From an optimization exercise on the open Yosys and OpenROAD flow, aimed at a short achievable clock period and few clock cycles; shortcuts taken in it are not production practice. No functional check of the RTL was part of this run.

==> run.sh <==
#!/bin/bash
# synth_recipe.tcl (not shown) runs the flow's synth.tcl, then flattens the netlist and writes it again
# the make line also repeats each setting of config.mk as NAME=value (left out here)
make -C /OpenROAD-flow-scripts/flow DESIGN_CONFIG=/design/flow/config.mk WORK_HOME=/design/flow/orfs CLKGATE_MAP_FILE= SYNTH_SCRIPT=/design/flow/synth_recipe.tcl finish
==> config.mk <==
export PLATFORM = sky130hd
export DESIGN_NAME = pipeline
export DESIGN_NICKNAME = pipeline
export VERILOG_FILES = /design/flow/design.v
export SDC_FILE = /design/flow/constraint.sdc
export NUM_CORES = 4
export LEC_CHECK = 0
export CAP_MARGIN = 20
export CORE_MARGIN = 2
export CORE_UTILIZATION = 40
export SLEW_MARGIN = 20
==> constraint.sdc <==
create_clock -name core_clock -period 20.0 [get_ports {clock}]
set_input_delay 4.0000 -clock core_clock [delete_from_list [all_inputs] [get_ports {clock}]]
set_output_delay 4.0000 -clock core_clock [all_outputs]
set_load 0.01 [all_outputs]
==> design.v <==
typedef union packed {
    logic [7:0][7:0] byte_level;
    logic [3:0][15:0] half_level;
    logic [1:0][31:0] word_level;
} EXAMPLE_CACHE_BLOCK;
typedef enum logic [3:0] {
	INST_ADDR_MISALIGN  = 4'h0,
	INST_ACCESS_FAULT   = 4'h1,
	ILLEGAL_INST        = 4'h2,
	BREAKPOINT          = 4'h3,
	LOAD_ADDR_MISALIGN  = 4'h4,
	LOAD_ACCESS_FAULT   = 4'h5,
	STORE_ADDR_MISALIGN = 4'h6,
	STORE_ACCESS_FAULT  = 4'h7,
	ECALL_U_MODE        = 4'h8,
	ECALL_S_MODE        = 4'h9,
	NO_ERROR            = 4'ha,  
	ECALL_M_MODE        = 4'hb,
	INST_PAGE_FAULT     = 4'hc,
	LOAD_PAGE_FAULT     = 4'hd,
	HALTED_ON_WFI       = 4'he,  
	STORE_PAGE_FAULT    = 4'hf
} EXCEPTION_CODE;
typedef enum logic [1:0] {
	OPA_IS_RS1  = 2'h0,
	OPA_IS_NPC  = 2'h1,
	OPA_IS_PC   = 2'h2,
	OPA_IS_ZERO = 2'h3
} ALU_OPA_SELECT;
typedef enum logic [3:0] {
	OPB_IS_RS2    = 4'h0,
	OPB_IS_I_IMM  = 4'h1,
	OPB_IS_S_IMM  = 4'h2,
	OPB_IS_B_IMM  = 4'h3,
	OPB_IS_U_IMM  = 4'h4,
	OPB_IS_J_IMM  = 4'h5,
	OPB_FROM_MEM  = 4'h6,
	OPB_FROM_WB   = 4'h7
} ALU_OPB_SELECT;
typedef enum logic [3:0] {
	N_FORWARD = 4'h0,
	MEM_EX_A = 4'h1,
	MEM_EX_B = 4'h2,
	WB_EX_A = 4'h3,
	WB_EX_B = 4'h4,
	WB_EX_A_HALT = 4'h5,
	WB_EX_B_HALT = 4'h6,
	MEM_A_WB_B = 4'h7,
	MEM_B_WB_A = 4'h8,
	MEM_A_MEM_B = 4'h9,
	WB_A_WB_B = 4'ha
} FORWARD_TYPE;
typedef enum logic {
	N_STRUCTURAL_HAZARD = 1'b0,
	STRUCTURAL_HAZARD = 1'b1
} STRUCTURAL_HAZARD_TYPE;
typedef enum logic [1:0] {
	DEST_RD = 2'h0,
	DEST_NONE  = 2'h1
} DEST_REG_SEL;
typedef enum logic [4:0] {
	ALU_ADD     = 5'h00,
	ALU_SUB     = 5'h01,
	ALU_SLT     = 5'h02,
	ALU_SLTU    = 5'h03,
	ALU_AND     = 5'h04,
	ALU_OR      = 5'h05,
	ALU_XOR     = 5'h06,
	ALU_SLL     = 5'h07,
	ALU_SRL     = 5'h08,
	ALU_SRA     = 5'h09,
	ALU_MUL     = 5'h0a,
	ALU_MULH    = 5'h0b,
	ALU_MULHSU  = 5'h0c,
	ALU_MULHU   = 5'h0d,
	ALU_DIV     = 5'h0e,
	ALU_DIVU    = 5'h0f,
	ALU_REM     = 5'h10,
	ALU_REMU    = 5'h11
} ALU_FUNC;
typedef enum logic [1:0] {
	BUS_NONE     = 2'h0,
	BUS_LOAD     = 2'h1,
	BUS_STORE    = 2'h2
} BUS_COMMAND;
typedef enum logic [1:0] {
	BYTE = 2'h0,
	HALF = 2'h1,
	WORD = 2'h2,
	DOUBLE = 2'h3
} MEM_SIZE;
typedef union packed {
	logic [31:0] inst;
	struct packed {
		logic [6:0] funct7;
		logic [4:0] rs2;
		logic [4:0] rs1;
		logic [2:0] funct3;
		logic [4:0] rd;
		logic [6:0] opcode;
	} r;  
	struct packed {
		logic [11:0] imm;
		logic [4:0]  rs1;  
		logic [2:0]  funct3;
		logic [4:0]  rd;   
		logic [6:0]  opcode;
	} i;  
	struct packed {
		logic [6:0] off;  
		logic [4:0] rs2;  
		logic [4:0] rs1;  
		logic [2:0] funct3;
		logic [4:0] set;  
		logic [6:0] opcode;
	} s;  
	struct packed {
		logic       of;  
		logic [5:0] s;    
		logic [4:0] rs2; 
		logic [4:0] rs1; 
		logic [2:0] funct3;
		logic [3:0] et;  
		logic       f;   
		logic [6:0] opcode;
	} b;  
	struct packed {
		logic [19:0] imm;
		logic [4:0]  rd;
		logic [6:0]  opcode;
	} u;  
	struct packed {
		logic       of;  
		logic [9:0] et;  
		logic       s;   
		logic [7:0] f;	 
		logic [4:0] rd;  
		logic [6:0] opcode;
	} j;   
} INST;  
typedef struct packed {
	logic valid;  
    INST  inst;   
	logic [32-1:0] NPC;  
	logic [32-1:0] PC;   
	logic [4:0] EX_dest_reg_idx;
	logic [4:0] MEM_dest_reg_idx;
	INST EX_inst;
	INST MEM_inst;
} IF_ID_PACKET;
typedef struct packed {
	logic [32-1:0] NPC;    
	logic [32-1:0] PC;     
	logic [32-1:0] rs1_value;     
	logic [32-1:0] rs2_value;     
	ALU_OPA_SELECT opa_select;  
	ALU_OPB_SELECT opb_select;  
	INST inst;                  
	logic [4:0] dest_reg_idx;   
	ALU_FUNC    alu_func;       
	logic       rd_mem;         
	logic       wr_mem;         
	logic       cond_branch;    
	logic       uncond_branch;  
	logic       halt;           
	logic       illegal;        
	logic       csr_op;         
	logic       valid;          
	FORWARD_TYPE	forward;
	STRUCTURAL_HAZARD_TYPE	s_hazard;
	logic [32-1:0] MEM_value;     
	logic [32-1:0] WB_value;     
} ID_EX_PACKET;
typedef struct packed {
	logic [32-1:0] alu_result;  
	logic [32-1:0] NPC;  
	logic             take_branch;  
	logic [32-1:0] rs2_value;
	logic             rd_mem, wr_mem;
	logic [4:0]       dest_reg_idx;
	logic             halt, illegal, csr_op, valid;
	logic [2:0]       mem_size;  
	STRUCTURAL_HAZARD_TYPE	s_hazard;
	INST 			  inst;  
} EX_MEM_PACKET;
localparam RV32_instr_width_gp    = 32;
localparam RV32_reg_data_width_gp = 32;
localparam RV32_reg_addr_width_gp = 5;
localparam RV32_shamt_width_gp    = 5;
localparam RV32_opcode_width_gp   = 7;
localparam RV32_funct3_width_gp   = 3;
localparam RV32_funct7_width_gp   = 7;
localparam RV32_Iimm_width_gp     = 12;
localparam RV32_Simm_width_gp     = 12;
localparam RV32_Bimm_width_gp     = 12;
localparam RV32_Uimm_width_gp     = 20;
localparam RV32_Jimm_width_gp     = 20;
`timescale 1ns/100ps
module regfile(
        input   [4:0] rda_idx, rdb_idx, wr_idx,     
        input  [32-1:0] wr_data,             
        input         wr_en, wr_clk,
        output logic [32-1:0] rda_out, rdb_out     
      );
  logic    [31:0] [32-1:0] registers;    
  wire   [32-1:0] rda_reg = registers[rda_idx];
  wire   [32-1:0] rdb_reg = registers[rdb_idx];
  always_comb
    if (rda_idx == 5'd0)
      rda_out = 0;
    else if (wr_en && (wr_idx == rda_idx))
      rda_out = wr_data;   
    else
      rda_out = rda_reg;
  always_comb
    if (rdb_idx == 5'd0)
      rdb_out = 0;
    else if (wr_en && (wr_idx == rdb_idx))
      rdb_out = wr_data;   
    else
      rdb_out = rdb_reg;
  always_ff @(posedge wr_clk)
    if (wr_en) begin
      registers[wr_idx] <=  wr_data;
    end
endmodule  
`timescale 1ns/100ps
module if_stage(
	input         clock,                   
	input         reset,                   
	input         mem_wb_valid_inst,       
	input         ex_mem_take_branch,       
	input  [32-1:0] ex_mem_target_pc,         
	input  [63:0] Imem2proc_data,           
	input FORWARD_TYPE forward,
	input STRUCTURAL_HAZARD_TYPE s_hazard,
	output logic [32-1:0] proc2Imem_addr,     
	output IF_ID_PACKET if_packet_out          
);
	logic    [32-1:0] PC_reg;              
	logic    [32-1:0] PC_plus_4;
	logic    [32-1:0] next_PC;
	logic           PC_enable;
	logic out_valid;
	assign proc2Imem_addr = {PC_reg[32-1:3], 3'b0};
	assign if_packet_out.inst = (s_hazard == STRUCTURAL_HAZARD) ? 32'h00000013 : (PC_reg[2] ? Imem2proc_data[63:32] : Imem2proc_data[31:0]);
	assign if_packet_out.valid = (s_hazard == STRUCTURAL_HAZARD) ? 0 : 1;
	assign PC_plus_4 = PC_reg + 4;
	assign next_PC = ex_mem_take_branch ? ex_mem_target_pc : PC_plus_4;
	assign PC_enable = (if_packet_out.valid & (s_hazard != STRUCTURAL_HAZARD) & (forward != WB_EX_A_HALT) & (forward != WB_EX_B_HALT)) | ex_mem_take_branch ;
	assign if_packet_out.NPC = PC_plus_4;
	assign if_packet_out.PC  = PC_reg;
	always_ff @(posedge clock) begin
		if(reset)
			PC_reg <=  0;        
		else if(PC_enable)
			PC_reg <=  next_PC;  
	end   
endmodule   
`timescale 1ns/100ps
module decoder(
	input IF_ID_PACKET if_packet,
	output ALU_OPA_SELECT opa_select,
	output ALU_OPB_SELECT opb_select,
	output DEST_REG_SEL   dest_reg,  
	output ALU_FUNC       alu_func,
	output logic rd_mem, wr_mem, cond_branch, uncond_branch,
	output logic csr_op,     
	output logic halt,       
	output logic illegal,     
	output logic valid_inst   
);
	INST inst;
	logic valid_inst_in;
	assign inst          = if_packet.inst;
	assign valid_inst_in = if_packet.valid;
	assign valid_inst    = valid_inst_in & ~illegal;
	always_comb begin
		opa_select = OPA_IS_RS1;
		opb_select = OPB_IS_RS2;
		alu_func = ALU_ADD;
		dest_reg = DEST_NONE;
		csr_op = 1'h0;
		rd_mem = 1'h0;
		wr_mem = 1'h0;
		cond_branch = 1'h0;
		uncond_branch = 1'h0;
		halt = 1'h0;
		illegal = 1'h0;
		if(valid_inst_in) begin  
			casez (inst) 
				{{20{1'b?}},{5{1'b?}},7'b0110111}: begin
					dest_reg   = DEST_RD;
					opa_select = OPA_IS_ZERO;
					opb_select = OPB_IS_U_IMM;
				end
				{{20{1'b?}},{5{1'b?}},7'b0010111}: begin
					dest_reg   = DEST_RD;
					opa_select = OPA_IS_PC;
					opb_select = OPB_IS_U_IMM;
				end
				{{20{1'b?}},{5{1'b?}},7'b1101111}: begin
					dest_reg      = DEST_RD;
					opa_select    = OPA_IS_PC;
					opb_select    = OPB_IS_J_IMM;
					uncond_branch = 1'h1;
				end
				{{12{1'b?}},{5{1'b?}},3'b000,{5{1'b?}},7'b1100111}: begin
					dest_reg      = DEST_RD;
					opa_select    = OPA_IS_RS1;
					opb_select    = OPB_IS_I_IMM;
					uncond_branch = 1'h1;
				end
				{{7{1'b?}},{5{1'b?}},{5{1'b?}},3'b000,{5{1'b?}},7'b1100011}, {{7{1'b?}},{5{1'b?}},{5{1'b?}},3'b001,{5{1'b?}},7'b1100011}, {{7{1'b?}},{5{1'b?}},{5{1'b?}},3'b100,{5{1'b?}},7'b1100011}, {{7{1'b?}},{5{1'b?}},{5{1'b?}},3'b101,{5{1'b?}},7'b1100011},
				{{7{1'b?}},{5{1'b?}},{5{1'b?}},3'b110,{5{1'b?}},7'b1100011}, {{7{1'b?}},{5{1'b?}},{5{1'b?}},3'b111,{5{1'b?}},7'b1100011}: begin
					opa_select  = OPA_IS_PC;
					opb_select  = OPB_IS_B_IMM;
					cond_branch = 1'h1;
				end
				{{12{1'b?}},{5{1'b?}},3'b000,{5{1'b?}},7'b0000011}, {{12{1'b?}},{5{1'b?}},3'b001,{5{1'b?}},7'b0000011}, {{12{1'b?}},{5{1'b?}},3'b010,{5{1'b?}},7'b0000011},
				{{12{1'b?}},{5{1'b?}},3'b100,{5{1'b?}},7'b0000011}, {{12{1'b?}},{5{1'b?}},3'b101,{5{1'b?}},7'b0000011}: begin
					dest_reg   = DEST_RD;
					opb_select = OPB_IS_I_IMM;
					rd_mem     = 1'h1;
				end
				{{7{1'b?}},{5{1'b?}},{5{1'b?}},3'b000,{5{1'b?}},7'b0100011}, {{7{1'b?}},{5{1'b?}},{5{1'b?}},3'b001,{5{1'b?}},7'b0100011}, {{7{1'b?}},{5{1'b?}},{5{1'b?}},3'b010,{5{1'b?}},7'b0100011}: begin
					opb_select = OPB_IS_S_IMM;
					wr_mem     = 1'h1;
				end
				{{12{1'b?}},{5{1'b?}},3'b000,{5{1'b?}},7'b0010011}: begin
					dest_reg   = DEST_RD;
					opb_select = OPB_IS_I_IMM;
				end
				{{12{1'b?}},{5{1'b?}},3'b010,{5{1'b?}},7'b0010011}: begin
					dest_reg   = DEST_RD;
					opb_select = OPB_IS_I_IMM;
					alu_func   = ALU_SLT;
				end
				{{12{1'b?}},{5{1'b?}},3'b011,{5{1'b?}},7'b0010011}: begin
					dest_reg   = DEST_RD;
					opb_select = OPB_IS_I_IMM;
					alu_func   = ALU_SLTU;
				end
				{{12{1'b?}},{5{1'b?}},3'b111,{5{1'b?}},7'b0010011}: begin
					dest_reg   = DEST_RD;
					opb_select = OPB_IS_I_IMM;
					alu_func   = ALU_AND;
				end
				{{12{1'b?}},{5{1'b?}},3'b110,{5{1'b?}},7'b0010011}: begin
					dest_reg   = DEST_RD;
					opb_select = OPB_IS_I_IMM;
					alu_func   = ALU_OR;
				end
				{{12{1'b?}},{5{1'b?}},3'b100,{5{1'b?}},7'b0010011}: begin
					dest_reg   = DEST_RD;
					opb_select = OPB_IS_I_IMM;
					alu_func   = ALU_XOR;
				end
				{7'b0000000, {5{1'b?}},  {5{1'b?}},3'b001, {5{1'b?}},7'b0010011}: begin
					dest_reg   = DEST_RD;
					opb_select = OPB_IS_I_IMM;
					alu_func   = ALU_SLL;
				end
				{7'b0000000, {5{1'b?}},  {5{1'b?}},3'b101, {5{1'b?}},7'b0010011}: begin
					dest_reg   = DEST_RD;
					opb_select = OPB_IS_I_IMM;
					alu_func   = ALU_SRL;
				end
				{7'b0100000, {5{1'b?}},  {5{1'b?}},3'b101, {5{1'b?}},7'b0010011}: begin
					dest_reg   = DEST_RD;
					opb_select = OPB_IS_I_IMM;
					alu_func   = ALU_SRA;
				end
				{7'b0000000, {5{1'b?}},  {5{1'b?}},3'b000, {5{1'b?}},7'b0110011}: begin
					dest_reg   = DEST_RD;
				end
				{7'b0100000, {5{1'b?}},  {5{1'b?}},3'b000, {5{1'b?}},7'b0110011}: begin
					dest_reg   = DEST_RD;
					alu_func   = ALU_SUB;
				end
				{7'b0000000, {5{1'b?}},  {5{1'b?}},3'b010, {5{1'b?}},7'b0110011}: begin
					dest_reg   = DEST_RD;
					alu_func   = ALU_SLT;
				end
				{7'b0000000, {5{1'b?}},  {5{1'b?}},3'b011, {5{1'b?}},7'b0110011}: begin
					dest_reg   = DEST_RD;
					alu_func   = ALU_SLTU;
				end
				{7'b0000000, {5{1'b?}},  {5{1'b?}},3'b111, {5{1'b?}},7'b0110011}: begin
					dest_reg   = DEST_RD;
					alu_func   = ALU_AND;
				end
				{7'b0000000, {5{1'b?}},  {5{1'b?}},3'b110, {5{1'b?}},7'b0110011}: begin
					dest_reg   = DEST_RD;
					alu_func   = ALU_OR;
				end
				{7'b0000000, {5{1'b?}},  {5{1'b?}},3'b100, {5{1'b?}},7'b0110011}: begin
					dest_reg   = DEST_RD;
					alu_func   = ALU_XOR;
				end
				{7'b0000000, {5{1'b?}},  {5{1'b?}},3'b001, {5{1'b?}},7'b0110011}: begin
					dest_reg   = DEST_RD;
					alu_func   = ALU_SLL;
				end
				{7'b0000000, {5{1'b?}},  {5{1'b?}},3'b101, {5{1'b?}},7'b0110011}: begin
					dest_reg   = DEST_RD;
					alu_func   = ALU_SRL;
				end
				{7'b0100000, {5{1'b?}},  {5{1'b?}},3'b101, {5{1'b?}},7'b0110011}: begin
					dest_reg   = DEST_RD;
					alu_func   = ALU_SRA;
				end
				{7'b0000001, {5{1'b?}},  {5{1'b?}},3'b000, {5{1'b?}},7'b0110011}: begin
					dest_reg   = DEST_RD;
					alu_func   = ALU_MUL;
				end
				{7'b0000001, {5{1'b?}},  {5{1'b?}},3'b001, {5{1'b?}},7'b0110011}: begin
					dest_reg   = DEST_RD;
					alu_func   = ALU_MULH;
				end
				{7'b0000001, {5{1'b?}},  {5{1'b?}},3'b010, {5{1'b?}},7'b0110011}: begin
					dest_reg   = DEST_RD;
					alu_func   = ALU_MULHSU;
				end
				{7'b0000001, {5{1'b?}},  {5{1'b?}},3'b011, {5{1'b?}},7'b0110011}: begin
					dest_reg   = DEST_RD;
					alu_func   = ALU_MULHU;
				end
				{{12{1'b?}},{5{1'b?}},3'b001,{5{1'b?}},7'b1110011}, {{12{1'b?}},{5{1'b?}},3'b010,{5{1'b?}},7'b1110011}, {{12{1'b?}},{5{1'b?}},3'b011,{5{1'b?}},7'b1110011}: begin
					csr_op = 1'h1;
				end
				0: begin
				end
				{12'b000100000101, 13'b0, 7'b1110011}: begin
					halt = 1'h1;
				end
				default: illegal = 1'h1;
		endcase  
		end  
	end  
endmodule  
module id_stage(         
	input         clock,               
	input         reset,               
	input         wb_reg_wr_en_out,     
	input  [4:0] wb_reg_wr_idx_out,   
	input  [32-1:0] wb_reg_wr_data_out,   
	input  IF_ID_PACKET if_id_packet_in,
	output ID_EX_PACKET id_packet_out
);
	logic local_halt;
	ID_EX_PACKET local_halt_id_packet_out;
	ID_EX_PACKET local_id_packet_out;
    assign local_id_packet_out.NPC  = if_id_packet_in.NPC;
    assign local_id_packet_out.PC   = if_id_packet_in.PC;
	DEST_REG_SEL dest_reg_select; 
	regfile regf_0 (
		.rda_idx(if_id_packet_in.inst.r.rs1),
		.rda_out(local_id_packet_out.rs1_value), 
		.rdb_idx(if_id_packet_in.inst.r.rs2),
		.rdb_out(local_id_packet_out.rs2_value),
		.wr_clk(clock),
		.wr_en(wb_reg_wr_en_out),
		.wr_idx(wb_reg_wr_idx_out),
		.wr_data(wb_reg_wr_data_out)
	);
	decoder decoder_0 (
		.if_packet(if_id_packet_in),
		.opa_select(local_id_packet_out.opa_select),
		.opb_select(local_id_packet_out.opb_select),
		.alu_func(local_id_packet_out.alu_func),
		.dest_reg(dest_reg_select),
		.rd_mem(local_id_packet_out.rd_mem),
		.wr_mem(local_id_packet_out.wr_mem),
		.cond_branch(local_id_packet_out.cond_branch),
		.uncond_branch(local_id_packet_out.uncond_branch),
		.csr_op(local_id_packet_out.csr_op),
		.halt(local_id_packet_out.halt),
		.illegal(local_id_packet_out.illegal),
		.valid_inst(local_id_packet_out.valid)
	);
	always_comb begin
		casez (dest_reg_select)
			DEST_RD:    local_id_packet_out.dest_reg_idx = if_id_packet_in.inst.r.rd;
			DEST_NONE:  local_id_packet_out.dest_reg_idx = 5'd0;
			default:    local_id_packet_out.dest_reg_idx = 5'd0; 
		endcase
	end
	logic EX_dest_equal_rs1;
	logic EX_dest_equal_rs2;
	logic MEM_dest_equal_rs1;
	logic MEM_dest_equal_rs2;
	logic inst_use_mem;
	logic EX_inst_load;
	logic EX_inst_read_only;
	logic MEM_inst_read_only;
	assign EX_dest_equal_rs1 = (if_id_packet_in.EX_dest_reg_idx == if_id_packet_in.inst.r.rs1) && !EX_inst_read_only && (if_id_packet_in.inst.r.rs1 != 5'd0);  
	assign EX_dest_equal_rs2 = (if_id_packet_in.EX_dest_reg_idx == if_id_packet_in.inst.r.rs2) && !EX_inst_read_only && (if_id_packet_in.inst.r.rs2 != 5'd0);  
	assign MEM_dest_equal_rs1 = (if_id_packet_in.MEM_dest_reg_idx == if_id_packet_in.inst.r.rs1) && !MEM_inst_read_only && (if_id_packet_in.inst.r.rs1 != 5'd0);  
	assign MEM_dest_equal_rs2 = (if_id_packet_in.MEM_dest_reg_idx == if_id_packet_in.inst.r.rs2) && !MEM_inst_read_only && (if_id_packet_in.inst.r.rs2 != 5'd0);  
	always_comb begin
		casez(if_id_packet_in.inst)
			{{12{1'b?}},{5{1'b?}},3'b000,{5{1'b?}},7'b0000011}, {{12{1'b?}},{5{1'b?}},3'b001,{5{1'b?}},7'b0000011}, {{12{1'b?}},{5{1'b?}},3'b010,{5{1'b?}},7'b0000011}, {{12{1'b?}},{5{1'b?}},3'b100,{5{1'b?}},7'b0000011}, {{12{1'b?}},{5{1'b?}},3'b101,{5{1'b?}},7'b0000011}, {{7{1'b?}},{5{1'b?}},{5{1'b?}},3'b000,{5{1'b?}},7'b0100011}, {{7{1'b?}},{5{1'b?}},{5{1'b?}},3'b001,{5{1'b?}},7'b0100011}, {{7{1'b?}},{5{1'b?}},{5{1'b?}},3'b010,{5{1'b?}},7'b0100011}: inst_use_mem = 1;
			default: inst_use_mem = 0;
		endcase
		casez(if_id_packet_in.EX_inst)
			{{12{1'b?}},{5{1'b?}},3'b000,{5{1'b?}},7'b0000011}, {{12{1'b?}},{5{1'b?}},3'b001,{5{1'b?}},7'b0000011}, {{12{1'b?}},{5{1'b?}},3'b010,{5{1'b?}},7'b0000011}, {{12{1'b?}},{5{1'b?}},3'b100,{5{1'b?}},7'b0000011}, {{12{1'b?}},{5{1'b?}},3'b101,{5{1'b?}},7'b0000011}: EX_inst_load = 1;
			default: EX_inst_load = 0;
		endcase
		casez(if_id_packet_in.EX_inst)
			{{20{1'b?}},{5{1'b?}},7'b1101111}, {{12{1'b?}},{5{1'b?}},3'b000,{5{1'b?}},7'b1100111}, {{7{1'b?}},{5{1'b?}},{5{1'b?}},3'b000,{5{1'b?}},7'b1100011}, {{7{1'b?}},{5{1'b?}},{5{1'b?}},3'b001,{5{1'b?}},7'b1100011}, {{7{1'b?}},{5{1'b?}},{5{1'b?}},3'b100,{5{1'b?}},7'b1100011}, {{7{1'b?}},{5{1'b?}},{5{1'b?}},3'b101,{5{1'b?}},7'b1100011}, {{7{1'b?}},{5{1'b?}},{5{1'b?}},3'b110,{5{1'b?}},7'b1100011}, {{7{1'b?}},{5{1'b?}},{5{1'b?}},3'b111,{5{1'b?}},7'b1100011}, {{7{1'b?}},{5{1'b?}},{5{1'b?}},3'b000,{5{1'b?}},7'b0100011}, {{7{1'b?}},{5{1'b?}},{5{1'b?}},3'b001,{5{1'b?}},7'b0100011}, {{7{1'b?}},{5{1'b?}},{5{1'b?}},3'b010,{5{1'b?}},7'b0100011}: EX_inst_read_only = 1;
			default: EX_inst_read_only = 0;
		endcase
		casez(if_id_packet_in.MEM_inst)
			{{20{1'b?}},{5{1'b?}},7'b1101111}, {{12{1'b?}},{5{1'b?}},3'b000,{5{1'b?}},7'b1100111}, {{7{1'b?}},{5{1'b?}},{5{1'b?}},3'b000,{5{1'b?}},7'b1100011}, {{7{1'b?}},{5{1'b?}},{5{1'b?}},3'b001,{5{1'b?}},7'b1100011}, {{7{1'b?}},{5{1'b?}},{5{1'b?}},3'b100,{5{1'b?}},7'b1100011}, {{7{1'b?}},{5{1'b?}},{5{1'b?}},3'b101,{5{1'b?}},7'b1100011}, {{7{1'b?}},{5{1'b?}},{5{1'b?}},3'b110,{5{1'b?}},7'b1100011}, {{7{1'b?}},{5{1'b?}},{5{1'b?}},3'b111,{5{1'b?}},7'b1100011}, {{7{1'b?}},{5{1'b?}},{5{1'b?}},3'b000,{5{1'b?}},7'b0100011}, {{7{1'b?}},{5{1'b?}},{5{1'b?}},3'b001,{5{1'b?}},7'b0100011}, {{7{1'b?}},{5{1'b?}},{5{1'b?}},3'b010,{5{1'b?}},7'b0100011}: MEM_inst_read_only = 1;
			default: MEM_inst_read_only = 0;
		endcase
	end
	assign local_id_packet_out.inst = ( if_id_packet_in.inst == 0 ) ? 32'h00000013 : if_id_packet_in.inst;
	always_comb begin
		local_halt_id_packet_out.NPC = if_id_packet_in.NPC;
		local_halt_id_packet_out.PC = if_id_packet_in.PC;
		local_halt_id_packet_out.rs1_value = 0;
		local_halt_id_packet_out.rs2_value = 0;
		local_halt_id_packet_out.opa_select = OPA_IS_RS1;
		local_halt_id_packet_out.opb_select = OPB_IS_RS2;
		local_halt_id_packet_out.inst = 32'h00000013;
		local_halt_id_packet_out.dest_reg_idx = 5'd0;
		local_halt_id_packet_out.alu_func = ALU_ADD;
		local_halt_id_packet_out.rd_mem = 1'h0;
		local_halt_id_packet_out.wr_mem = 1'h0;
		local_halt_id_packet_out.cond_branch = 1'h0;
		local_halt_id_packet_out.uncond_branch = 1'h0;
		local_halt_id_packet_out.halt = 1'h0;
		local_halt_id_packet_out.illegal = 1'h0;
		local_halt_id_packet_out.csr_op = 1'h0;
		local_halt_id_packet_out.valid = 1'h0;
		local_halt_id_packet_out.s_hazard = local_id_packet_out.s_hazard;
		local_halt_id_packet_out.MEM_value = 0;
		local_halt_id_packet_out.WB_value = 0;
		local_halt_id_packet_out.forward = N_FORWARD;
		local_id_packet_out.forward = N_FORWARD;
		if (inst_use_mem) begin
			local_id_packet_out.s_hazard = STRUCTURAL_HAZARD;
		end
		else begin
			local_id_packet_out.s_hazard = N_STRUCTURAL_HAZARD;
		end
		if (EX_inst_load) begin
			if (EX_dest_equal_rs1) begin
				local_halt = 1'b1;
				local_halt_id_packet_out.forward = WB_EX_A_HALT;
			end
			else if (EX_dest_equal_rs2) begin
				local_halt = 1'b1;
				local_halt_id_packet_out.forward = WB_EX_B_HALT;
			end
			else if (MEM_dest_equal_rs1 && MEM_dest_equal_rs2) begin
				local_halt = 1'b0;
				local_id_packet_out.forward = WB_A_WB_B;
				local_halt_id_packet_out.forward = N_FORWARD;
			end
			else if (MEM_dest_equal_rs1 && !MEM_dest_equal_rs2) begin
				local_halt = 1'b0;
				local_id_packet_out.forward = WB_EX_A;
				local_halt_id_packet_out.forward = N_FORWARD;
			end
			else if (MEM_dest_equal_rs2 && !MEM_dest_equal_rs1) begin
				local_halt = 1'b0;
				local_id_packet_out.forward = WB_EX_B;
				local_halt_id_packet_out.forward = N_FORWARD;
			end
			else begin
				local_halt = 1'b0;
				local_id_packet_out.forward = N_FORWARD;
				local_halt_id_packet_out.forward = N_FORWARD;
			end
		end
		else begin
			local_halt_id_packet_out.forward = N_FORWARD;
			if (EX_dest_equal_rs1 && EX_dest_equal_rs2) begin
				local_halt = 1'b0;
				local_id_packet_out.forward = MEM_A_MEM_B;
			end
			else if (EX_dest_equal_rs1 && MEM_dest_equal_rs2) begin
				local_halt = 1'b0;
				local_id_packet_out.forward = MEM_A_WB_B;
			end
			else if (EX_dest_equal_rs2 && MEM_dest_equal_rs1) begin
				local_halt = 1'b0;
				local_id_packet_out.forward = MEM_B_WB_A;
			end 
			else if (MEM_dest_equal_rs1 && MEM_dest_equal_rs2) begin
				local_halt = 1'b0;
				local_id_packet_out.forward = WB_A_WB_B;
			end
			else if (EX_dest_equal_rs1) begin
				local_halt = 1'b0;
				local_id_packet_out.forward = MEM_EX_A;
			end
			else if (EX_dest_equal_rs2) begin
				local_halt = 1'b0;
				local_id_packet_out.forward = MEM_EX_B;
			end
			else if (MEM_dest_equal_rs1) begin
				local_halt = 1'b0;
				local_id_packet_out.forward = WB_EX_A;
			end
			else if (MEM_dest_equal_rs2) begin
				local_halt = 1'b0;
				local_id_packet_out.forward = WB_EX_B;
			end
			else begin
				local_halt = 1'b0;
				local_id_packet_out.forward = N_FORWARD;
			end
		end
	end
	assign id_packet_out = local_halt ? local_halt_id_packet_out : local_id_packet_out;
endmodule  
`timescale 1ns/100ps
module alu(
	input [32-1:0] opa,
	input [32-1:0] opb,
	input ALU_FUNC func,
	output logic [32-1:0] result
);
	wire signed [32-1:0] signed_opa, signed_opb;
	wire signed [2*32-1:0] signed_mul, mixed_mul;
	wire        [2*32-1:0] unsigned_mul;
	assign signed_opa = opa;
	assign signed_opb = opb;
	assign signed_mul = signed_opa * signed_opb;
	assign unsigned_mul = opa * opb;
	assign mixed_mul = signed_opa * opb;
	always_comb begin
		case (func)
			ALU_ADD:      result = opa + opb;
			ALU_SUB:      result = opa - opb;
			ALU_AND:      result = opa & opb;
			ALU_SLT:      result = signed_opa < signed_opb;
			ALU_SLTU:     result = opa < opb;
			ALU_OR:       result = opa | opb;
			ALU_XOR:      result = opa ^ opb;
			ALU_SRL:      result = opa >> opb[4:0];
			ALU_SLL:      result = opa << opb[4:0];
			ALU_SRA:      result = signed_opa >>> opb[4:0];  
			ALU_MUL:      result = signed_mul[32-1:0];
			ALU_MULH:     result = signed_mul[2*32-1:32];
			ALU_MULHSU:   result = mixed_mul[2*32-1:32];
			ALU_MULHU:    result = unsigned_mul[2*32-1:32];
			default:      result = 32'hfacebeec;   
		endcase
	end
endmodule  
module brcond( 
	input [32-1:0] rs1,     
	input [32-1:0] rs2,
	input  [2:0] func,   
	output logic cond     
);
	logic signed [32-1:0] signed_rs1, signed_rs2;
	assign signed_rs1 = rs1;
	assign signed_rs2 = rs2;
	always_comb begin
		cond = 0;
		case (func)
			3'b000: cond = signed_rs1 == signed_rs2;   
			3'b001: cond = signed_rs1 != signed_rs2;   
			3'b100: cond = signed_rs1 < signed_rs2;    
			3'b101: cond = signed_rs1 >= signed_rs2;   
			3'b110: cond = rs1 < rs2;                  
			3'b111: cond = rs1 >= rs2;                 
		endcase
	end
endmodule  
module ex_stage(
	input clock,                
	input reset,                
	input ID_EX_PACKET   id_ex_packet_in,
	output EX_MEM_PACKET ex_packet_out
);
	assign ex_packet_out.NPC = id_ex_packet_in.NPC;
	assign ex_packet_out.rd_mem = id_ex_packet_in.rd_mem;
	assign ex_packet_out.wr_mem = id_ex_packet_in.wr_mem;
	assign ex_packet_out.dest_reg_idx = id_ex_packet_in.dest_reg_idx;
	assign ex_packet_out.halt = id_ex_packet_in.halt;
	assign ex_packet_out.illegal = id_ex_packet_in.illegal;
	assign ex_packet_out.csr_op = id_ex_packet_in.csr_op;
	assign ex_packet_out.valid = id_ex_packet_in.valid;  
	assign ex_packet_out.mem_size = id_ex_packet_in.inst.r.funct3;
	assign ex_packet_out.s_hazard = id_ex_packet_in.s_hazard;
	assign ex_packet_out.inst = id_ex_packet_in.inst;
	logic [32-1:0] opa_mux_out, opb_mux_out;
	logic [32-1:0] br_rs1, br_rs2;
	logic brcond_result;
	always_comb begin
		opa_mux_out = 32'hdeadfbac;
		case (id_ex_packet_in.opa_select)
			OPA_IS_RS1: begin
				case (id_ex_packet_in.forward)
					MEM_EX_A, MEM_A_WB_B, MEM_A_MEM_B: opa_mux_out = id_ex_packet_in.MEM_value;
					WB_EX_A, WB_EX_A_HALT, MEM_B_WB_A, WB_A_WB_B:  opa_mux_out = id_ex_packet_in.WB_value;
					default: opa_mux_out = id_ex_packet_in.rs1_value;
				endcase
			end					
			OPA_IS_NPC:  opa_mux_out = id_ex_packet_in.NPC;
			OPA_IS_PC:   opa_mux_out = id_ex_packet_in.PC;
			OPA_IS_ZERO: opa_mux_out = 0;
		endcase
	end
	always_comb begin
		opb_mux_out = 32'hfacefeed;
		ex_packet_out.rs2_value = id_ex_packet_in.rs2_value;
		case (id_ex_packet_in.opb_select)
			OPB_IS_RS2:   begin
				case (id_ex_packet_in.forward)
					MEM_EX_B, MEM_B_WB_A, MEM_A_MEM_B: opb_mux_out = id_ex_packet_in.MEM_value;
					WB_EX_B, WB_EX_B_HALT, MEM_A_WB_B, WB_A_WB_B:  opb_mux_out = id_ex_packet_in.WB_value;
					default:  opb_mux_out = id_ex_packet_in.rs2_value;
				endcase
			end
			OPB_IS_I_IMM: opb_mux_out = {{21{id_ex_packet_in.inst[31]}},id_ex_packet_in.inst[30:20]};
			OPB_IS_S_IMM: begin
				opb_mux_out = {{21{id_ex_packet_in.inst[31]}},id_ex_packet_in.inst[30:25],id_ex_packet_in.inst[11:7]};
				case (id_ex_packet_in.forward)
					MEM_EX_B, MEM_B_WB_A: ex_packet_out.rs2_value = id_ex_packet_in.MEM_value;
					WB_EX_B, WB_EX_B_HALT, MEM_A_WB_B:  ex_packet_out.rs2_value = id_ex_packet_in.WB_value;
					default:  ex_packet_out.rs2_value = id_ex_packet_in.rs2_value;
				endcase
			end
			OPB_IS_B_IMM: opb_mux_out = {{20{id_ex_packet_in.inst[31]}},id_ex_packet_in.inst[7],id_ex_packet_in.inst[30:25],id_ex_packet_in.inst[11:8], {1'b0}};
			OPB_IS_U_IMM: opb_mux_out = {id_ex_packet_in.inst[31:12], {12{1'b0}}};
			OPB_IS_J_IMM: opb_mux_out = {{12{id_ex_packet_in.inst[31]}},id_ex_packet_in.inst[19:12],id_ex_packet_in.inst[20],id_ex_packet_in.inst[30:21], {1'b0}};
		endcase 
	end
	alu alu_0 ( 
		.opa(opa_mux_out),
		.opb(opb_mux_out),
		.func(id_ex_packet_in.alu_func),
		.result(ex_packet_out.alu_result)
	);
	always_comb begin
		case (id_ex_packet_in.forward)
			MEM_EX_A: begin
				br_rs1 = id_ex_packet_in.MEM_value;
				br_rs2 = id_ex_packet_in.rs2_value;
			end
			WB_EX_A, WB_EX_A_HALT: begin
				br_rs1 = id_ex_packet_in.WB_value;
				br_rs2 = id_ex_packet_in.rs2_value;
			end
			MEM_EX_B: begin
				br_rs1 = id_ex_packet_in.rs1_value;
				br_rs2 = id_ex_packet_in.MEM_value;
			end
			WB_EX_B, WB_EX_B_HALT: begin
				br_rs1 = id_ex_packet_in.rs1_value;
				br_rs2 = id_ex_packet_in.WB_value;
			end
			MEM_A_WB_B: begin
				br_rs1 = id_ex_packet_in.MEM_value;
				br_rs2 = id_ex_packet_in.WB_value;
			end
			MEM_B_WB_A: begin
				br_rs2 = id_ex_packet_in.MEM_value;
				br_rs1 = id_ex_packet_in.WB_value;
			end
			default: begin 
				br_rs1 = id_ex_packet_in.rs1_value;
				br_rs2 = id_ex_packet_in.rs2_value;
			end
		endcase
	end
	brcond brcond ( 
		.rs1(br_rs1), 
		.rs2(br_rs2),
		.func(id_ex_packet_in.inst.b.funct3),  
		.cond(brcond_result)
	);
	assign ex_packet_out.take_branch = id_ex_packet_in.uncond_branch
		                          || (id_ex_packet_in.cond_branch & brcond_result);
endmodule  
`timescale 1ns/100ps
module mem_stage(
	input         clock,               
	input         reset,               
	input  EX_MEM_PACKET ex_mem_packet_in,       
	input  [32-1:0] Dmem2proc_data,
	output logic [32-1:0] mem_result_out,       
	output logic [1:0] proc2Dmem_command,
	output MEM_SIZE proc2Dmem_size,
	output logic [32-1:0] proc2Dmem_addr,       
	output logic [32-1:0] proc2Dmem_data       
);
	assign proc2Dmem_command =
	                        (ex_mem_packet_in.wr_mem & ex_mem_packet_in.valid) ? BUS_STORE :
							(ex_mem_packet_in.rd_mem & ex_mem_packet_in.valid) ? BUS_LOAD :
	                        BUS_NONE;
	assign proc2Dmem_size = MEM_SIZE'(ex_mem_packet_in.mem_size[1:0]);	 
	assign proc2Dmem_data = ex_mem_packet_in.rs2_value;
	assign proc2Dmem_addr = ex_mem_packet_in.alu_result;	
	always_comb begin
		mem_result_out = ex_mem_packet_in.alu_result;
		if (ex_mem_packet_in.rd_mem) begin
			if (~ex_mem_packet_in.mem_size[2]) begin  
				if (ex_mem_packet_in.mem_size[1:0] == 2'b0)
					mem_result_out = {{(32-8){Dmem2proc_data[7]}}, Dmem2proc_data[7:0]};
				else if  (ex_mem_packet_in.mem_size[1:0] == 2'b01) 
					mem_result_out = {{(32-16){Dmem2proc_data[15]}}, Dmem2proc_data[15:0]};
				else mem_result_out = Dmem2proc_data;
			end else begin
				if (ex_mem_packet_in.mem_size[1:0] == 2'b0)
					mem_result_out = {{(32-8){1'b0}}, Dmem2proc_data[7:0]};
				else if  (ex_mem_packet_in.mem_size[1:0] == 2'b01)
					mem_result_out = {{(32-16){1'b0}}, Dmem2proc_data[15:0]};
				else mem_result_out = Dmem2proc_data;
			end
		end
	end
endmodule  
`timescale 1ns/100ps
module wb_stage(
    input         clock,                 
    input         reset,                 
    input  [32-1:0] mem_wb_NPC,             
    input  [32-1:0] mem_wb_result,         
    input         mem_wb_take_branch, 
    input   [4:0] mem_wb_dest_reg_idx,   
    input         mem_wb_valid_inst,
    output logic [32-1:0] reg_wr_data_out,       
    output logic [4:0] reg_wr_idx_out,         
    output logic       reg_wr_en_out           
  );
  wire   [32-1:0] result_mux;
  assign result_mux = (mem_wb_take_branch) ? mem_wb_NPC : mem_wb_result;
  assign reg_wr_en_out  = mem_wb_dest_reg_idx != 5'd0;
  assign reg_wr_idx_out = mem_wb_dest_reg_idx;
  assign reg_wr_data_out = result_mux;
endmodule  
`timescale 1ns/100ps
module pipeline (
	input         clock,                     
	input         reset,                     
	input [3:0]   mem2proc_response,         
	input [63:0]  mem2proc_data,             
	input [3:0]   mem2proc_tag,               
	output logic [1:0]  proc2mem_command,     
	output logic [32-1:0] proc2mem_addr,       
	output logic [63:0] proc2mem_data,       
	output MEM_SIZE proc2mem_size,           
	output logic [3:0]  pipeline_completed_insts,
	output EXCEPTION_CODE   pipeline_error_status,
	output logic [4:0]  pipeline_commit_wr_idx,
	output logic [32-1:0] pipeline_commit_wr_data,
	output logic        pipeline_commit_wr_en,
	output logic [32-1:0] pipeline_commit_NPC
);
	logic [32-1:0] if_NPC_out;
	logic [31:0] if_IR_out;
	logic        if_valid_inst_out;
	logic [32-1:0] if_id_NPC;
	logic [31:0] if_id_IR;
	logic        if_id_valid_inst;
	logic [32-1:0] id_ex_NPC;
	logic [31:0] id_ex_IR;
	logic        id_ex_valid_inst;
	logic [32-1:0] ex_mem_NPC;
	logic [31:0] ex_mem_IR;
	logic        ex_mem_valid_inst;
	logic [32-1:0] mem_wb_NPC;
	logic [31:0] mem_wb_IR;
	logic        mem_wb_valid_inst;
	logic   if_id_enable, id_ex_enable, ex_mem_enable, mem_wb_enable;
	logic [32-1:0] proc2Imem_addr;
	IF_ID_PACKET if_packet;
	IF_ID_PACKET if_id_packet;
	ID_EX_PACKET id_packet;
	ID_EX_PACKET id_ex_packet;
	EX_MEM_PACKET ex_packet;
	EX_MEM_PACKET ex_mem_packet;
	logic [32-1:0] mem_result_out;
	logic [32-1:0] proc2Dmem_addr;
	logic [32-1:0] proc2Dmem_data;
	logic [1:0]  proc2Dmem_command;
	MEM_SIZE proc2Dmem_size;
	logic        mem_wb_halt;
	logic        mem_wb_illegal;
	logic  [4:0] mem_wb_dest_reg_idx;
	logic [32-1:0] mem_wb_result;
	logic        mem_wb_take_branch;
	logic [32-1:0] wb_reg_wr_data_out;
	logic  [4:0] wb_reg_wr_idx_out;
	logic        wb_reg_wr_en_out;
	assign pipeline_completed_insts = {3'b0, mem_wb_valid_inst};
	assign pipeline_error_status =  mem_wb_illegal             ? ILLEGAL_INST :
	                                mem_wb_halt                ? HALTED_ON_WFI :
	                                (mem2proc_response==4'h0)  ? LOAD_ACCESS_FAULT :
	                                NO_ERROR;
	assign pipeline_commit_wr_idx = wb_reg_wr_idx_out;
	assign pipeline_commit_wr_data = wb_reg_wr_data_out;
	assign pipeline_commit_wr_en = wb_reg_wr_en_out;
	assign pipeline_commit_NPC = mem_wb_NPC;
	assign proc2mem_command =
	     (proc2Dmem_command == BUS_NONE) ? BUS_LOAD : proc2Dmem_command;
	assign proc2mem_addr =
	     (proc2Dmem_command == BUS_NONE) ? proc2Imem_addr : proc2Dmem_addr;
	assign proc2mem_size =
	     (proc2Dmem_command == BUS_NONE) ? DOUBLE : proc2Dmem_size;
	assign proc2mem_data = {32'b0, proc2Dmem_data};
	assign if_NPC_out        = if_packet.NPC;
	assign if_IR_out         = if_packet.inst;
	assign if_valid_inst_out = if_packet.valid;
	if_stage if_stage_0 (
		.clock (clock),
		.reset (reset),
		.mem_wb_valid_inst(mem_wb_valid_inst),
		.ex_mem_take_branch(ex_mem_packet.take_branch),
		.ex_mem_target_pc(ex_mem_packet.alu_result),
		.Imem2proc_data(mem2proc_data),
		.forward(id_packet.forward),
		.s_hazard(ex_mem_packet.valid ? ex_mem_packet.s_hazard : N_STRUCTURAL_HAZARD),
		.proc2Imem_addr(proc2Imem_addr),
		.if_packet_out(if_packet)
	);
	assign if_id_NPC        = if_id_packet.NPC;
	assign if_id_IR         = if_id_packet.inst;
	assign if_id_valid_inst = if_id_packet.valid;
	assign if_id_enable = ( (id_packet.forward == WB_EX_A_HALT || id_packet.forward == WB_EX_B_HALT) && (id_ex_IR != 32'h00000013) )? 1'b0 : 1'b1; 
	always_ff @(posedge clock) begin
		if (reset) begin 
			if_id_packet.inst  <=  32'h00000013;
			if_id_packet.valid <=  1'h0;
            if_id_packet.NPC   <=  0;
            if_id_packet.PC    <=  0;
			if_id_packet.EX_dest_reg_idx <=  0;
			if_id_packet.MEM_dest_reg_idx <=  0;
			if_id_packet.EX_inst <=  32'h00000013;
			if_id_packet.MEM_inst <=  32'h00000013;
		end else begin 
			if (if_id_enable) begin
				if ((!ex_mem_packet.take_branch)) begin
					if_id_packet <=  {if_packet.valid, if_packet.inst, if_packet.NPC, if_packet.PC, id_packet.dest_reg_idx, ex_packet.dest_reg_idx, id_packet.inst, ex_packet.inst}; 
				end
				else begin
					if_id_packet <=  {1'h0, 32'h00000013, if_packet.NPC, if_packet.PC, 5'd0, 5'd0, 32'h00000013, 32'h00000013}; 
				end
			end  
			else begin
				if ((!ex_mem_packet.take_branch)) begin
					if_id_packet <=  {if_id_packet.valid && (!ex_mem_packet.take_branch), if_id_packet.inst, if_id_packet.NPC, if_id_packet.PC, id_packet.dest_reg_idx, ex_packet.dest_reg_idx, id_packet.inst, ex_packet.inst}; 
				end
				else begin
					if_id_packet <=  {1'h0, 32'h00000013, if_packet.NPC, if_packet.PC, 5'd0, 5'd0, 32'h00000013, 32'h00000013}; 
				end
			end
		end
	end  
	id_stage id_stage_0 ( 
		.clock(clock),
		.reset(reset),
		.if_id_packet_in(if_id_packet),
		.wb_reg_wr_en_out   (wb_reg_wr_en_out),
		.wb_reg_wr_idx_out  (wb_reg_wr_idx_out),
		.wb_reg_wr_data_out (wb_reg_wr_data_out),
		.id_packet_out(id_packet)
	);
	assign id_ex_NPC        = id_ex_packet.NPC;
	assign id_ex_IR         = id_ex_packet.inst;
	assign id_ex_valid_inst = id_ex_packet.valid;
	assign id_ex_enable = 1'b1;  
	always_ff @(posedge clock) begin
		if (reset) begin
			id_ex_packet <=  {{32{1'b0}}, {32{1'b0}}, {32{1'b0}}, {32{1'b0}}, OPA_IS_RS1, OPB_IS_RS2, 32'h00000013, 5'd0, ALU_ADD, 1'b0, 1'b0, 1'b0, 1'b0, 1'b0, 1'b0, 1'b0, 1'b0, N_FORWARD, N_STRUCTURAL_HAZARD, {32{1'b0}}, {32{1'b0}}}; 
		end else begin  
			if (id_ex_enable) begin
				if ((!ex_mem_packet.take_branch)) begin
					id_ex_packet <=  {id_packet.NPC, id_packet.PC, id_packet.rs1_value, id_packet.rs2_value, id_packet.opa_select, id_packet.opb_select, id_packet.inst, id_packet.dest_reg_idx, id_packet.alu_func, id_packet.rd_mem, id_packet.wr_mem, id_packet.cond_branch, id_packet.uncond_branch, id_packet.halt, id_packet.illegal, id_packet.csr_op, id_packet.valid, id_packet.forward, id_packet.s_hazard, ex_packet.alu_result, mem_result_out};
				end
				else begin
						id_ex_packet <=  {{32{1'b0}}, {32{1'b0}}, {32{1'b0}}, {32{1'b0}}, OPA_IS_RS1, OPB_IS_RS2, 32'h00000013, 5'd0, ALU_ADD, 1'b0, 1'b0, 1'b0, 1'b0, 1'b0, 1'b0, 1'b0, 1'b0, N_FORWARD, N_STRUCTURAL_HAZARD, {32{1'b0}}, {32{1'b0}}};
				end
			end  
		end  
	end  
	ex_stage ex_stage_0 (
		.clock(clock),
		.reset(reset),
		.id_ex_packet_in(id_ex_packet),
		.ex_packet_out(ex_packet)
	);
	assign ex_mem_NPC        = ex_mem_packet.NPC;
	assign ex_mem_valid_inst = ex_mem_packet.valid;
	assign ex_mem_enable = 1'b1;  
	always_ff @(posedge clock) begin
		if (reset) begin
			ex_mem_IR     <=  32'h00000013;
			ex_mem_packet <=  0;
		end else begin
			if (ex_mem_enable)   begin
				ex_mem_IR     <=  id_ex_IR;
				if ((!ex_mem_packet.take_branch)) begin
					ex_mem_packet <=  {
						ex_packet.alu_result,
						ex_packet.NPC,
						ex_packet.take_branch,
						ex_packet.rs2_value,
						ex_packet.rd_mem,
						ex_packet.wr_mem,
						ex_packet.dest_reg_idx,
						ex_packet.halt,
						ex_packet.illegal,
						ex_packet.csr_op,
						ex_packet.valid,
						ex_packet.mem_size,
						ex_packet.s_hazard,
						ex_packet.inst
					};
				end
				else begin
					ex_mem_IR     <=  32'h00000013;
					ex_mem_packet      <=  0;
					ex_mem_packet.inst <=  32'h00000013;
				end
			end  
		end  
	end  
	mem_stage mem_stage_0 ( 
		.clock(clock),
		.reset(reset),
		.ex_mem_packet_in(ex_mem_packet),
		.Dmem2proc_data(mem2proc_data[32-1:0]),
		.mem_result_out(mem_result_out),
		.proc2Dmem_command(proc2Dmem_command),
		.proc2Dmem_size(proc2Dmem_size),
		.proc2Dmem_addr(proc2Dmem_addr),
		.proc2Dmem_data(proc2Dmem_data)
	);
	assign mem_wb_enable = 1'b1;  
	always_ff @(posedge clock) begin
		if (reset) begin
			mem_wb_NPC          <=  0;
			mem_wb_IR           <=  32'h00000013;
			mem_wb_halt         <=  0;
			mem_wb_illegal      <=  0;
			mem_wb_valid_inst   <=  0;
			mem_wb_dest_reg_idx <=  5'd0;
			mem_wb_take_branch  <=  0;
			mem_wb_result       <=  0;
		end else begin
			if (mem_wb_enable) begin
				mem_wb_NPC          <=  ex_mem_packet.NPC;
				mem_wb_IR           <=  ex_mem_IR;
				mem_wb_halt         <=  ex_mem_packet.halt;
				mem_wb_illegal      <=  ex_mem_packet.illegal;
				mem_wb_valid_inst   <=  ex_mem_packet.valid;
				mem_wb_dest_reg_idx <=  ex_mem_packet.dest_reg_idx;
				mem_wb_take_branch  <=  ex_mem_packet.take_branch;
				mem_wb_result       <=  mem_result_out;
			end  
		end  
	end  
	wb_stage wb_stage_0 (
		.clock(clock),
		.reset(reset),
		.mem_wb_NPC(mem_wb_NPC),
		.mem_wb_result(mem_wb_result),
		.mem_wb_dest_reg_idx(mem_wb_dest_reg_idx),
		.mem_wb_take_branch(mem_wb_take_branch),
		.mem_wb_valid_inst(mem_wb_valid_inst),
		.reg_wr_data_out(wb_reg_wr_data_out),
		.reg_wr_idx_out(wb_reg_wr_idx_out),
		.reg_wr_en_out(wb_reg_wr_en_out)
	);
endmodule   
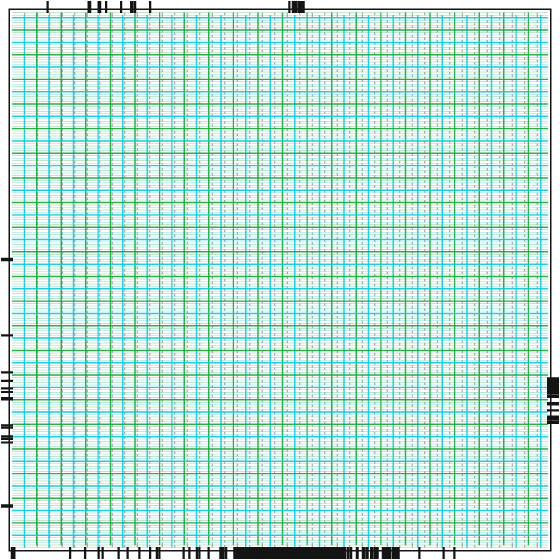
(floorplan with the power grid)
Pins as bars on the die edge. Tap cells in gray.
[green] VDD
[cyan] VSS
met5 straps: 43
tap cells: 4599
met4 straps: 43
rows: 217

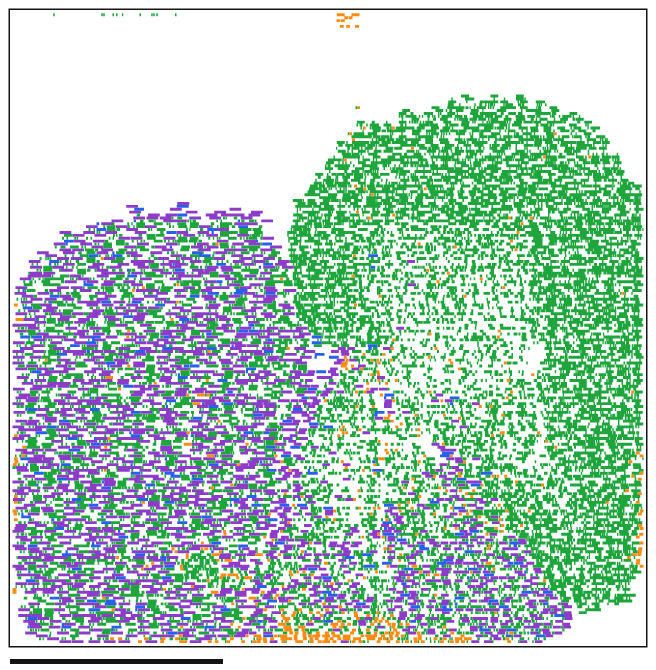
(placement by cell class)
Scale bar: 200 µm.
[purple] flip-flops | cells: 1558
[orange] other buffers and delay cells | cells: 525
[green] all other logic | cells: 11422
[blue] clock drivers and dummy loads | cells: 309

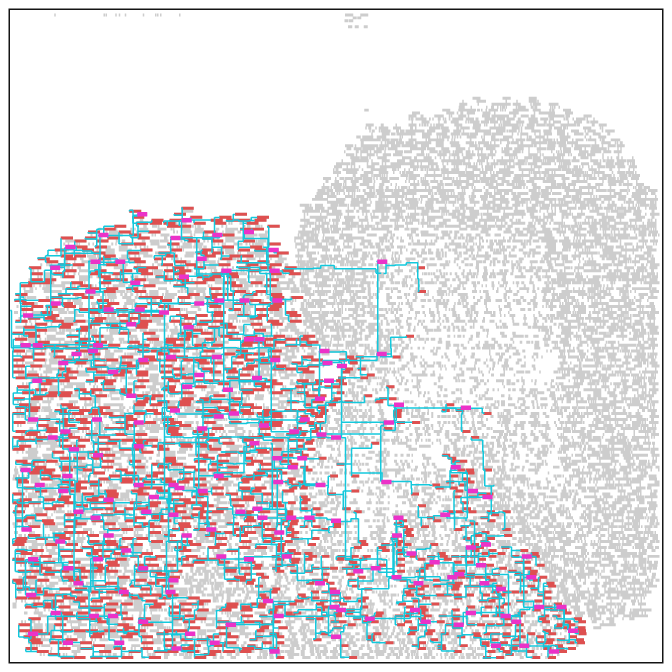
(clock network drawn from the DEF)
[magenta] cells driving clock nets | count: 174
[cyan] clock wires | length: 21.4 mm
[red] flip-flops | count: 1558
routed clock nets: 175

==> results.sh <==
export IMPL_fmax_mhz=72.3
export IMPL_grtUsageTotal_pct=30.7
export IMPL_use_met1_pct=39.0
export IMPL_drt_initial_drc_count=13700
export IMPL_layout_setup_ws_ns=6.18
export IMPL_n_sequential_cell=1558
export IMPL_post_route_period_util_pct=69.1
export IMPL_worstSetupPathType="reg2reg"
export IMPL_vias=110000
export IMPL_crit_start="id_ex_packet[66]"
export IMPL_numPlacedInstances=18100
export IMPL_taps=4599
export IMPL_cts_root_buf="clkbuf_16"
export IMPL_detail_route_antenna_nets=0
export IMPL_final_max_slew_violation_count=0
export IMPL_synth_xor_area_share_pct=1.23
export IMPL_cp_required_ns=20.62
export IMPL_ys_ff_latch=1558
export IMPL_yosysTopAreaCell="edfxtp_1"
export IMPL_placed_area_mm2=0.147
export IMPL_inverters_excl_clock=1815
export IMPL_reg_largest_list="id_stage_0.regf_0.registers (1024), id_ex_packet (212), if_id_packet (143)"
export IMPL_fin_cells=18400
export IMPL_io_buffer_count=212
export IMPL_hold_viol=0
export IMPL_grt_use_met2_pct=47.4
export IMPL_synth_top_family_by_area="adder cells"
export IMPL_final_area_mm2=0.153
export IMPL_cp_depth=33
export IMPL_crit_top_cell="fa_1"
export IMPL_worst_path_buf_inv=10
export IMPL_post_route_util_pct=43.8
export IMPL_grt_busiest_layer="met2"
export IMPL_hold_path_end="id_ex_packet[252]"
export IMPL_layout_common_cells="inv_1, nand2_1, fa_1"
export IMPL_grt_pass1_wl_um=791000
export IMPL_path_delay_family="compound AO/OA/AOI/OAI gates"
export IMPL_start_kind="flop"
export IMPL_path_clk_slew_ns=0.07
export IMPL_dr_pass1_iters=10
export IMPL_rows=217
export IMPL_buffer_area_share_pct=3.04
export IMPL_synth_top_cell_area_share_pct=21.9
export IMPL_synthTopCellsByCount="inv_1, nand2_1, fa_1, nor2_1, edfxtp_1"
export IMPL_slowest_stage="a222oi_1"
export IMPL_async_reset_ff_share_pct=0
export IMPL_drv_cap=0
export IMPL_grt_overflow_total=0
export IMPL_grt_start_max_net_pins=171
export IMPL_die_w_um=596
export IMPL_cts_buffers=174
export IMPL_min_delay_path_depth=1
export IMPL_synth_simple_gate_area_share_pct=11.7
export IMPL_postCtsSetupRepairBufs=0
export IMPL_clock_sinks=1558
export IMPL_reg2regPathDepth=33
export IMPL_regArea_mm2=0.0415
export IMPL_post_cts_resized=0
export IMPL_multi_input_area_mm2=0.0888
export IMPL_dieArea_mm2=0.355
export IMPL_fin_crit_ns=13.82
export IMPL_synthCells=14000
export IMPL_cp_endpoint="id_ex_packet[53]"
export IMPL_hold_start="if_id_packet[137]"
export IMPL_pin_count=252
export IMPL_place_gp_congestion=1.07
export IMPL_seq_area_share_pct=27.1
export IMPL_syn_avg_cell_area_um2=9.99
export IMPL_clockBufferDepth=4
export IMPL_ctsHoldBuffers=0
export IMPL_muxShareOfSynthArea_pct=11.9
export IMPL_drc_errors=0
export IMPL_wirelength_um=552000
export IMPL_synth_compound_gate_area_share_pct=11.9
export IMPL_highest_layer="met5"
export IMPL_synthFlopType="edfxtp_1"
export IMPL_synth_fa_ha_area_share_pct=25.7
export IMPL_wl_met2_um=245000
export IMPL_preCtsSetupSlack_ns=6.87
export IMPL_synthToLayoutAreaGrowth_pct=9.14
export IMPL_fin_setup_tns_ns=0
export IMPL_cpPeakStageDelay_ns=1.04
export IMPL_nFillCells=33800
export IMPL_status="complete, no violations"
export IMPL_worstMarginPinSlew_ns=1.31
export IMPL_cp_max_fo=62
export IMPL_drive_gt1_share_pct=10.6
export IMPL_wl_per_cell_um=29.9
export IMPL_grt_setup_unrepaired="no"
export IMPL_yosys_top_cells_area="edfxtp_1, fa_1, mux4_2, dfxtp_1, inv_1"
export IMPL_grt_met3_usage_pct=7.15

afterwards: timing with drivers on the ports:
The flow's constraints put no driver on any port. The routed layout listed below was extracted and timed again, unchanged, in two steps.
Step 1: set_driving_cell puts a clkbuf_16 on clock and a buf_2 on each other input, an assumption about the parent block.
Step 2 also shifts input and output timing later by t, the mid clock arrival at the registers, as if the neighbouring blocks saw the same clock.
Three values: no drivers, after step 1, after step 2; two values: the first two.
t, ns: 0.919
setup WS [ns]: 6.177 / 6.177 / 6.177
worst setup path after step 2: register to register
slew at the worst register clock pin (ns): 0.08 / 0.08
After both steps setup and hold are still met in this run. The setup slack of this run moves by 0.000 ns with the drivers and by 0.000 ns with both steps.
